Background: an optimization exercise with open tools, aiming at small area, a short achievable clock period and few clock cycles per item. Do not read the settings as production practice.
In this exercise RTL edits were held to simulation tests only and were not proved equivalent to the original.
Power figures rest on the tool's default switching activity, not on a simulated workload.

**flow/run.sh**
```bash
#!/bin/bash
# synth_recipe.tcl (not shown) runs the flow's synth.tcl, then flattens the netlist and writes it again
# the make line also repeats each setting of config.mk as NAME=value (left out here)
make -C /OpenROAD-flow-scripts/flow DESIGN_CONFIG=/design/flow/config.mk WORK_HOME=/design/flow/orfs CLKGATE_MAP_FILE= SYNTH_SCRIPT=/design/flow/synth_recipe.tcl finish
```
**flow/constraint.sdc**
```tcl
create_clock -name core_clock -period 4.0 [get_ports {clk}]
set_input_delay 0.8000 -clock core_clock [delete_from_list [all_inputs] [get_ports {clk}]]
set_output_delay 0.8000 -clock core_clock [all_outputs]
set_load 0.01 [all_outputs]
```
**flow/config.mk**
```make
export PLATFORM = sky130hd
export DESIGN_NAME = axi_top
export DESIGN_NICKNAME = axi_top
export VERILOG_FILES = /design/flow/design.v
export SDC_FILE = /design/flow/constraint.sdc
export NUM_CORES = 4
export LEC_CHECK = 0
export CAP_MARGIN = 20
export CORE_MARGIN = 2
export CORE_UTILIZATION = 40
export SLEW_MARGIN = 20
```
**flow/design.v**
```verilog
module csr_regfile
#(
    parameter REG_DW = 32,
    parameter REG_AW = 4,
    parameter NUM_DATA_REGS = 8,
    parameter logic [NUM_DATA_REGS*2-1:0] DATA_REG_ACCESS = {NUM_DATA_REGS{2'b00}}
)
(
    input logic                 clk,
    input logic                 arst_n,
    input logic  [REG_DW-1:0]   reg_wdata,
    input logic  [REG_DW/8-1:0] reg_wstrb,
    input logic  [REG_AW-1:0]   reg_waddr,
    input logic                 reg_write,
    input logic  [REG_AW-1:0]   reg_raddr,
    input logic                 reg_read,
    output logic [REG_DW-1:0]   reg_rdata,
    output logic [1:0]          wr_violation,
    output logic [1:0]          rd_violation
);
    localparam NUM_CSR_REGS  = 4;
    localparam RW = 2'b00, RO = 2'b01, WO = 2'b10;
    localparam logic [NUM_CSR_REGS*2-1:0] CSR_REG_ACCESS = {2'b01, 2'b00, 2'b01, 2'b01};
    reg [REG_DW-1:0] data_registers [0:NUM_DATA_REGS-1];
    reg [REG_DW-1:0] csr_registers  [0:NUM_CSR_REGS-1];
    logic [2:0] wcsr_index, rcsr_index;
    assign wcsr_index = reg_waddr - NUM_DATA_REGS;
    assign rcsr_index = reg_raddr - NUM_DATA_REGS;
    always @(posedge clk or negedge arst_n) begin
        if (!arst_n) begin
            for (int i = 0; i < NUM_DATA_REGS; i = i + 1)
                data_registers[i] <= {REG_DW{1'b0}};
            for (int i = 0; i < NUM_CSR_REGS; i = i + 1)
                csr_registers[i] <= {REG_DW{1'b0}};
            reg_rdata     <= {REG_DW{1'b0}};
            wr_violation  <= 2'b00;
            rd_violation  <= 2'b00;
        end
        else begin
            wr_violation <= 2'b00;
            rd_violation <= 2'b00;
            if (reg_write)
            begin
                if (reg_waddr < NUM_DATA_REGS)
                begin
                    if ((DATA_REG_ACCESS[(reg_waddr)*2 +: 2] == RW) ||
                        (DATA_REG_ACCESS[(reg_waddr)*2 +: 2] == WO))
                    begin
                        for (int b = 0; b < REG_DW/8; b = b + 1)
                            if (reg_wstrb[b])
                                data_registers[reg_waddr][b*8 +: 8] <= reg_wdata[b*8 +: 8];
                    end
                    else
                        wr_violation <= 2'b01;
                end
                else if (reg_waddr < (NUM_DATA_REGS + NUM_CSR_REGS))
                begin
                    if ((CSR_REG_ACCESS[((NUM_CSR_REGS-1)-wcsr_index)*2 +: 2] == RW) ||
                        (CSR_REG_ACCESS[((NUM_CSR_REGS-1)-wcsr_index)*2 +: 2] == WO))
                    begin
                        for (int b = 0; b < REG_DW/8; b = b + 1)
                            if (reg_wstrb[b])
                                csr_registers[wcsr_index][b*8 +: 8] <= reg_wdata[b*8 +: 8];
                    end
                    else
                        wr_violation <= 2'b01;
                end
                else
                begin
                    wr_violation <= 2'b11;
                end
            end
            if (reg_read)
            begin
                if (reg_raddr < NUM_DATA_REGS)
                begin
                    if ((DATA_REG_ACCESS[(reg_raddr)*2 +: 2] == RO) ||
                        (DATA_REG_ACCESS[(reg_raddr)*2 +: 2] == RW))
                        reg_rdata <= data_registers[reg_raddr];
                    else
                        rd_violation <= 2'b10;
                end
                else if (reg_raddr < (NUM_DATA_REGS + NUM_CSR_REGS))
                begin
                    if (CSR_REG_ACCESS[((NUM_CSR_REGS-1)-rcsr_index)*2 +: 2] == WO)
                        rd_violation <= 2'b10;
                    else
                        reg_rdata <= csr_registers[rcsr_index];
                end
                else
                begin
                    rd_violation <= 2'b11;
                end
            end
        end
    end
endmodule
`timescale 1ns/1ns
module axi_top #(
    parameter DATA_W = 32,
    parameter STRB_W = 4,
    parameter ADDR_W = 4,
    parameter NUM_DATA_REGS = 8,
    parameter logic [NUM_DATA_REGS*2-1:0] DATA_REG_ACCESS = 16'hA500
) (
    input logic clk,
    input logic arst_n,
    input  logic [ADDR_W-1:0] awaddr,
    input  logic awvalid,
    output logic awready,
    input  logic [DATA_W-1:0] wdata,
    input  logic [STRB_W-1:0] wstrb,
    input  logic wvalid,
    output logic wready,
    output logic [1:0] bresp,
    output logic bvalid,
    input  logic bready,
    input  logic [ADDR_W-1:0] araddr,
    input  logic arvalid,
    output logic arready,
    output logic [DATA_W-1:0] rdata,
    output logic [1:0] rresp,
    output logic rvalid,
    input  logic rready
);
    typedef enum logic [1:0] { 
        IDLE=2'b00,
        READ=2'b01,
        RESP=2'b10
    } rd_st_t;
    logic [DATA_W-1:0] reg_rdata;
    logic [ADDR_W-1:0] reg_waddr, reg_raddr;
    logic reg_write, reg_read;
    rd_st_t rd_state;
    logic [DATA_W-1:0] wdata_no_strb;
    logic [STRB_W-1:0] reg_wstrb;
    logic aw_done, w_val;
    logic [1:0] wr_violation, rd_violation;
    logic       wr_issued;
    logic       reg_wr_done;
    logic       reg_rd_done;
    csr_regfile #(
        .REG_DW (DATA_W),
        .REG_AW (ADDR_W),
        .NUM_DATA_REGS (NUM_DATA_REGS),
        .DATA_REG_ACCESS(DATA_REG_ACCESS)
    ) u_regfile (
        .clk       (clk),
        .arst_n    (arst_n),
        .reg_wdata (wdata_no_strb),
        .reg_wstrb (reg_wstrb),
        .reg_waddr (reg_waddr),
        .reg_write (reg_write),
        .reg_raddr (reg_raddr),
        .reg_read  (reg_read),
        .reg_rdata (reg_rdata),
        .wr_violation (wr_violation),
        .rd_violation (rd_violation)
    );
    always_ff @(posedge clk or negedge arst_n) begin
        if (!arst_n) begin
            rd_state      <= IDLE;
            arready       <= 1'b1;
            rvalid        <= 'd0;
            rdata         <= 'd0;
            rresp         <= 'd0;
            awready       <= 1'b1;
            wready        <= 1'b1;
            bresp         <= 2'b00;
            bvalid        <= 1'b0;
            reg_waddr     <= 'd0;
            reg_raddr     <= 'd0;
            reg_write     <= 'd0;
            reg_read      <= 'd0;
            wdata_no_strb <= 'd0;
            reg_wstrb     <= 'd0;
            aw_done       <= 0;
            w_val         <= 0;
            wr_issued     <= 1'b0;
            reg_wr_done   <= 1'b0;
            reg_rd_done   <= 1'b0;
        end 
        else begin           
            if (awvalid && awready) begin
                reg_waddr <= awaddr;
                awready   <= 1'b0;
                aw_done   <= 1'b1;
            end
            if (wvalid && wready) begin
                wdata_no_strb <= wdata;
                reg_wstrb     <= wstrb;
                wready        <= 1'b0;
                w_val         <= 1'b1;
            end
            reg_write <= 1'b0;
            if (aw_done && w_val && !wr_issued) begin
                reg_write <= 1'b1;
                wr_issued <= 1'b1;
            end
            reg_wr_done <= reg_write;
            if (reg_wr_done) begin
                if (wr_violation == 2'b01 || wr_violation == 2'b11)
                    bresp <= 2'b10;  
                else
                    bresp <= 2'b00;  
                bvalid <= 1'b1;
            end
            if (bvalid && bready) begin
                bvalid    <= 1'b0;
                aw_done   <= 1'b0;
                w_val     <= 1'b0;
                wr_issued <= 1'b0;
                awready   <= 1'b1;
                wready    <= 1'b1;
            end
            case (rd_state)
                IDLE: begin
                    if (arvalid && arready) begin
                        reg_raddr <= araddr;
                        rvalid   <= 1'b0;
                        rresp    <= 2'b00;
                        rd_state <= READ;
                        reg_read <= 1'b1;
                        arready  <= 1'b0;
                    end
                end
                READ: begin
                    reg_read    <= 1'b0;
                    reg_rd_done <= reg_read;
                    if (reg_rd_done) begin
                        reg_rd_done <= 1'b0;
                        rvalid      <= 1'b1;
                        if (rd_violation == 2'b10 || rd_violation == 2'b11) begin
                            rresp <= 2'b10;  
                            rdata <= 'd0;
                        end
                        else begin
                            rresp <= 2'b00;
                            rdata <= reg_rdata;
                        end
                        rd_state <= RESP;
                    end
                end
                RESP: begin
                    if (rvalid && rready) begin
                        rvalid   <= 1'b0;
                        arready  <= 1'b1;
                        rd_state <= IDLE;
                    end
                end
                default: rd_state <= IDLE;
            endcase
        end
    end
endmodule
```
==> reports/results.txt <==
The number of flops mapped to enable cells by yosys is 0, and the final-layout worst hold slack is 291 ps. The top cell types in the final layout, fill and taps aside, are 504 x dfrtp_1, 255 x mux2_2, 163 x nand2_1. Entering global routing, the biggest net connects 105 pins.

In this design, the largest share of critical-path delay is due to simple AND/OR/NAND/NOR gates. For the logic gate share of total power, the log shows 0.094. More flip-flops sit in one register than any other, and that register is u_regfile.data_registers. The tools report the wire length of the first global-routing pass as 75500 um. The finished cells cover 23600 sq um. The region available for standard cell placement spans 51300 sq um.

The worst max-slew margin expressed relative to the limit is 0.338, and the total of flip-flops plus latches after synthesis is 510. The worst setup path category was reg2reg. From bottom edge to top edge, the die measures 232 um.

The vias after detailed routing is 11717. The run gives 1605 as the number of cells produced by synthesis. The run gives 0 as the number of hold violations in the final report. The run gives 0.737 as the placer's final routability congestion estimate.

The Yosys step of the flow raised 4 warnings. The tools report the number of setup violations in the final report as 0. In this run the deepest clock path goes through 3 buffers. The starting density of the core is 0.405.

The design internal power was 9440 uW. For the number of DRC markers after the initial detailed-route iteration, the log shows 719. Post-synthesis sequential area ratio: 0.615. In this run the remaining antenna-violating nets after routing total 0. In this run, CTS created clock tree buffers numbering 52. Latest clock arrival within the worst-skew pair: 600 ps. Walking the worst path, the cells encountered are nor2b_1 > nor4bb_1 > nand2_1 > mux2_2. Detailed placement ended at an HPWL of 29100 um. After detailed routing, the number of remaining DRC violations is 0. Sorting the synthesized cells by area gives the leading types as dfrtp_1 61%, mux2_2 14%, mux4_2 3.9%.

Global routing finished with a remaining overflow of 0. The placed instances occupy a cell area of 21900 sq um. In this run the post-CTS setup repair buffer count came out at 0. The worst setup path is captured at a flop. Dividing the detail-routed via count by the number of cells gives 5.18. From synthesis to final layout, the design area changed by 13.9%. The die is 232 um wide. For this run, the leading register cell type out of synthesis is dfrtp_1. The number of buffers and inverters on the critical path is 0. The placed cell count was 2164; the measured slew at the worst slew-check pin was 989 ps. The first TritonRoute pass finished after 5 iterations. TritonCTS built the clock tree.

Wires add up to 47000 um. Number of global-route vias before repair: 12612. The power density over cell area is 534 nW/um^2, and the top cell type's share of synthesized area is 0.611.

Power comes to 12600 uW. The run finished with no timing, DRC or antenna violations. The number of slew-limit violations in the final report came out at 0. The number of gates resized after CTS was 0. For the net total in the final layout, the log shows 1589. STA puts the critical path data required time at 4470 ps.

Port buffer count: 89. For the count of unique library cells instantiated by Yosys, the log shows 38. For the number of primary I/O pins, the log shows 92. For the number of hold buffers added after cts, the log shows 0. The run gives 2260 as the filler-free cell count of the finished design. Static timing analysis puts the maximum clock frequency at 389 MHz. The worst hold-check path type is in2async. The share of synthesized flip-flops with an asynchronous set or reset was 1.00; the number of placement rows was 83.

For the worst setup path, the data arrival time is 3040 ps. The clock net in this run drives a total of 510 sinks. The highest cell delay on the worst timing path is 730 ps. The tools report the startpoint class of the critical path as a flop.

The register with the most flip-flops in the layout has 256 of them. The die covers 53700 sq um. The biggest fanout along the worst timing path came out at 8. The H-tree was split into 2 levels.

Beginning of the worst register-to-register path: reg_waddr[2]$_DFFE_PN0P_. Setup repair after global routing left no endpoint under its margin. The clock-pin slew reported for the worst setup and hold paths after clock tree synthesis was 60 ps. Proportion of power drawn by the clock network: 0.387.

Across the run, the number of max-cap violations was 0. The switching share of power was 0.252; the maximum VDD drop was 0.306 mV. The run gives 0.519 as the portion of total power attributed to sequential cells. Dividing the synthesized area by the synthesized cell count gives 12.9 sq um.

The top cell type by total area after synthesis is dfrtp_1. On the critical path, the stage with the largest delay is an instance of nor4bb_1. The mapped netlist covers 20800 sq um.

The leakage dissipation was 0.0110 uW; the share of cells above drive strength 1 was 0.268. In the final layout, the registers with the most flip-flops are u_regfile.data_registers (256), u_regfile.csr_registers (128). The ratio of final minimum period to clock period was 0.642. The most common cell after layout, fill and taps aside was dfrtp_1.

Clock skew on the completed layout was measured at 21.1 ps.
Testbench counts, summed over its fixed seeds: cycles 19,172, items 4,800.
## Yosys cell counts (4+ instances only)
library cell,number
o22ai_1,8
buf_2,24
clkbuf_1,214
nand2_1,166
mux2_2,255
o211ai_1,28
buf_4,4
dfrtp_1,507
a32o_1,7
a222oi_1,20
and2_1,4
nor3_1,11
mux2_1,32
a21oi_1,33
nor2_1,10
a221oi_1,11
nor2b_1,26
a22oi_1,5
mux4_2,36
o21ai_0,78
mux2i_1,14
nand2b_1,29
o31a_1,20
a211oi_1,21
inv_1,19
## power groups by stage
| stage | registers (uW) | clock network [uW] | logic (uW) |
|---|---|---|---|
| 3_3_place_gp | 6600 | 0 | 1160 |
| 5_1_grt | 6660 | 5260 | 1330 |
| 6_report | 6550 | 4880 | 1190 |
| 4_1_cts | 6550 | 5030 | 1220 |
| 2_1_floorplan | 6310 | 0 | 883 |
| 3_5_place_dp | 6640 | 0 | 1210 |
## metal layers
| metal | vias to the layer above | wire [um] | global-route usage |
|---|---|---|---|
| met3 | 65 | 2500 | 0.0389 |
| met4 | 0 | 896 | 0.0441 |
| li1 | 5404 | - | - |
| met5 | - | 0 | 0 |
| met2 | 244 | 21200 | 0.279 |
| met1 | 6004 | 22400 | 0.266 |
## cells by family after synthesis
family          count (synthesis)  synth area share
other cells                     1          0.000181
simple gates                  261            0.0580
compound gates                233            0.0757
buf+inv                       263            0.0497
mux                           337             0.201
flops                         510             0.615
## final timing paths
path / depth (start not counted) / slack [ps] / endpoint
max: 4 / 1430 / u_regfile.data_registers[0][25]$_DFFE_PN0P_
min: 1 / 290 / rdata[19]$_DFFE_PN0P_
max reg2reg: 4 / 1430 / u_regfile.data_registers[0][25]$_DFFE_PN0P_
min reg2reg: 0 / 370 / u_regfile.csr_registers[2][2]$_DFFE_PN0P_
max in group asynchronous: 2 / 2720 / rdata[25]$_DFFE_PN0P_
min in group core_clock: 0 / 370 / u_regfile.csr_registers[2][2]$_DFFE_PN0P_
## per-stage QoR
step | worst slack (ps) | util
final | 1430 | 0.461
after global routing | 1250 | 0.461
after CTS | 1470 | 0.461
after detailed placement | 1340 | 0.427
after global placement | 1370 | 0.427
after floorplan | 2150 | -
## cell type report
cell class,count,area (sq um)
Tap cell,680,851
Sequential cell,510,12800
Timing Repair Buffer,122,1230
Multi-Input combinational cell,833,6990
Inverter,19,71.3
Fill cell,4587,27700
Clock buffer,82,1610
Clock inverter,14,133
**Met1 routing**

(2 px per um) Supply wires on this layer in gray.
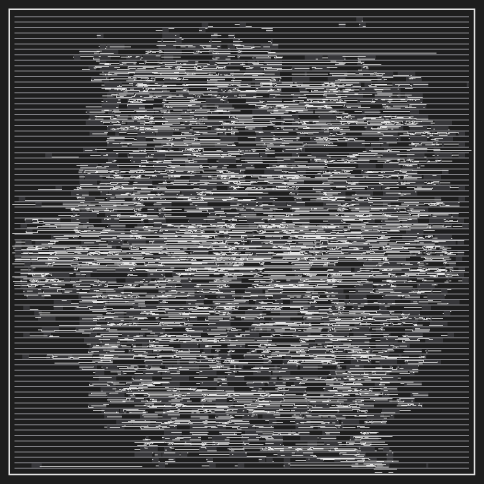
nets with wire on the layer: 1477
wire length on this layer: 22.4 mm
main direction: horizontal
share of all routed wire: 48%
longest straight run: 84.2 um

**Metal 2**

(2 px per um)
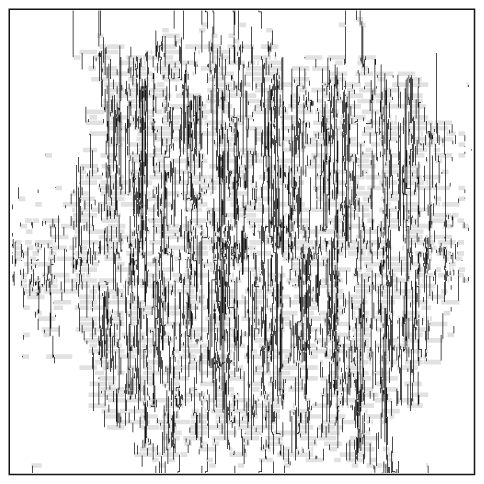
nets with wire on the layer: 1368
longest straight run: 100 um
share of all routed wire: 45%

**Metal 3**

(2 px per um)
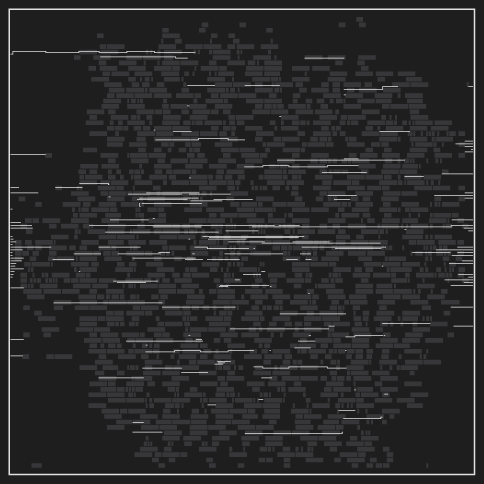
main direction: horizontal
share of all routed wire: 5.3%
longest straight run: 99.8 um
wire length on this layer: 2500 um

**M4 wires**

(2 px per um) Supply wires on this layer in gray.
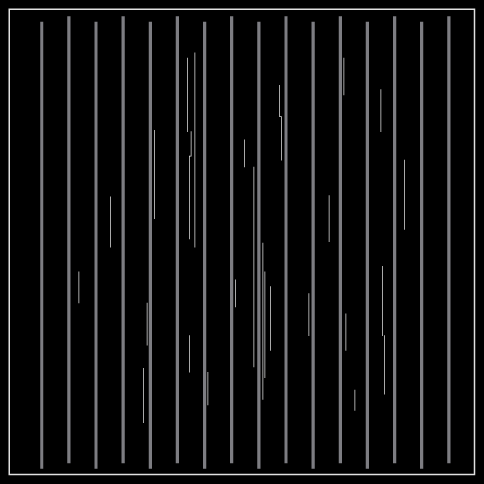
nets with wire on the layer: 11
wire length on this layer: 896 um
longest straight run: 100 um
share of all routed wire: 1.9%
main direction: vertical

**Worst path highlighted**

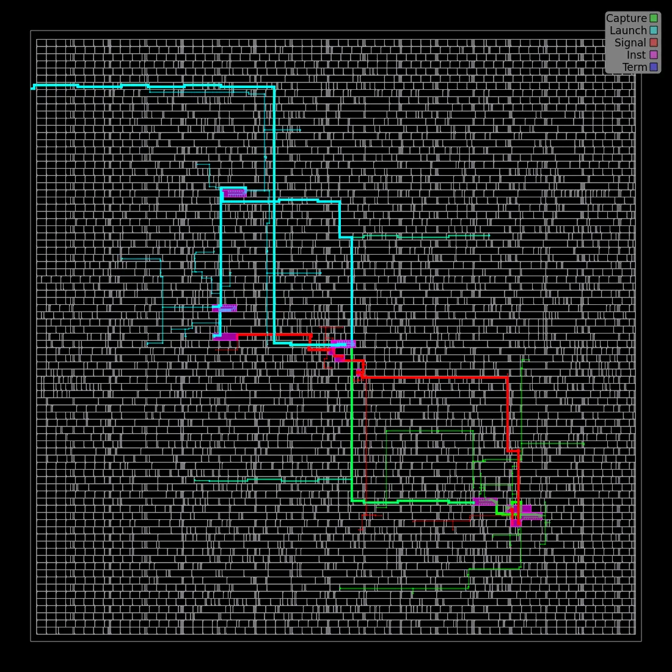
min Tclk post-route: 2570 ps
TNS Setup: 0 ps
final worst-path setup slack: 1430 ps
final cell utilization of the core: 0.461

separate check: timing with driven ports:
The results above use ideal ports. As a check the final layout listed here was re-extracted and re-timed, cells and wires unchanged. Step 1 assumes that a clkbuf_16 drives the clock port and a buf_2 every other input. Step 2 times the ports against the registers' clock, not the clock port: input delays grow and output delays shrink by t, the midpoint of the rising clock arrivals with the driver on. Three values: ideal ports, drivers, drivers and shift; two values: the first two.
shift t [ns]: 0.647
setup slack, ns: 1.431 / 1.431 / 1.358
cell pins on the clock port's net: 1
After both steps this run still meets setup and hold. The setup slack of this run moves by 0.000 ns with the drivers and by -0.073 ns with both steps.
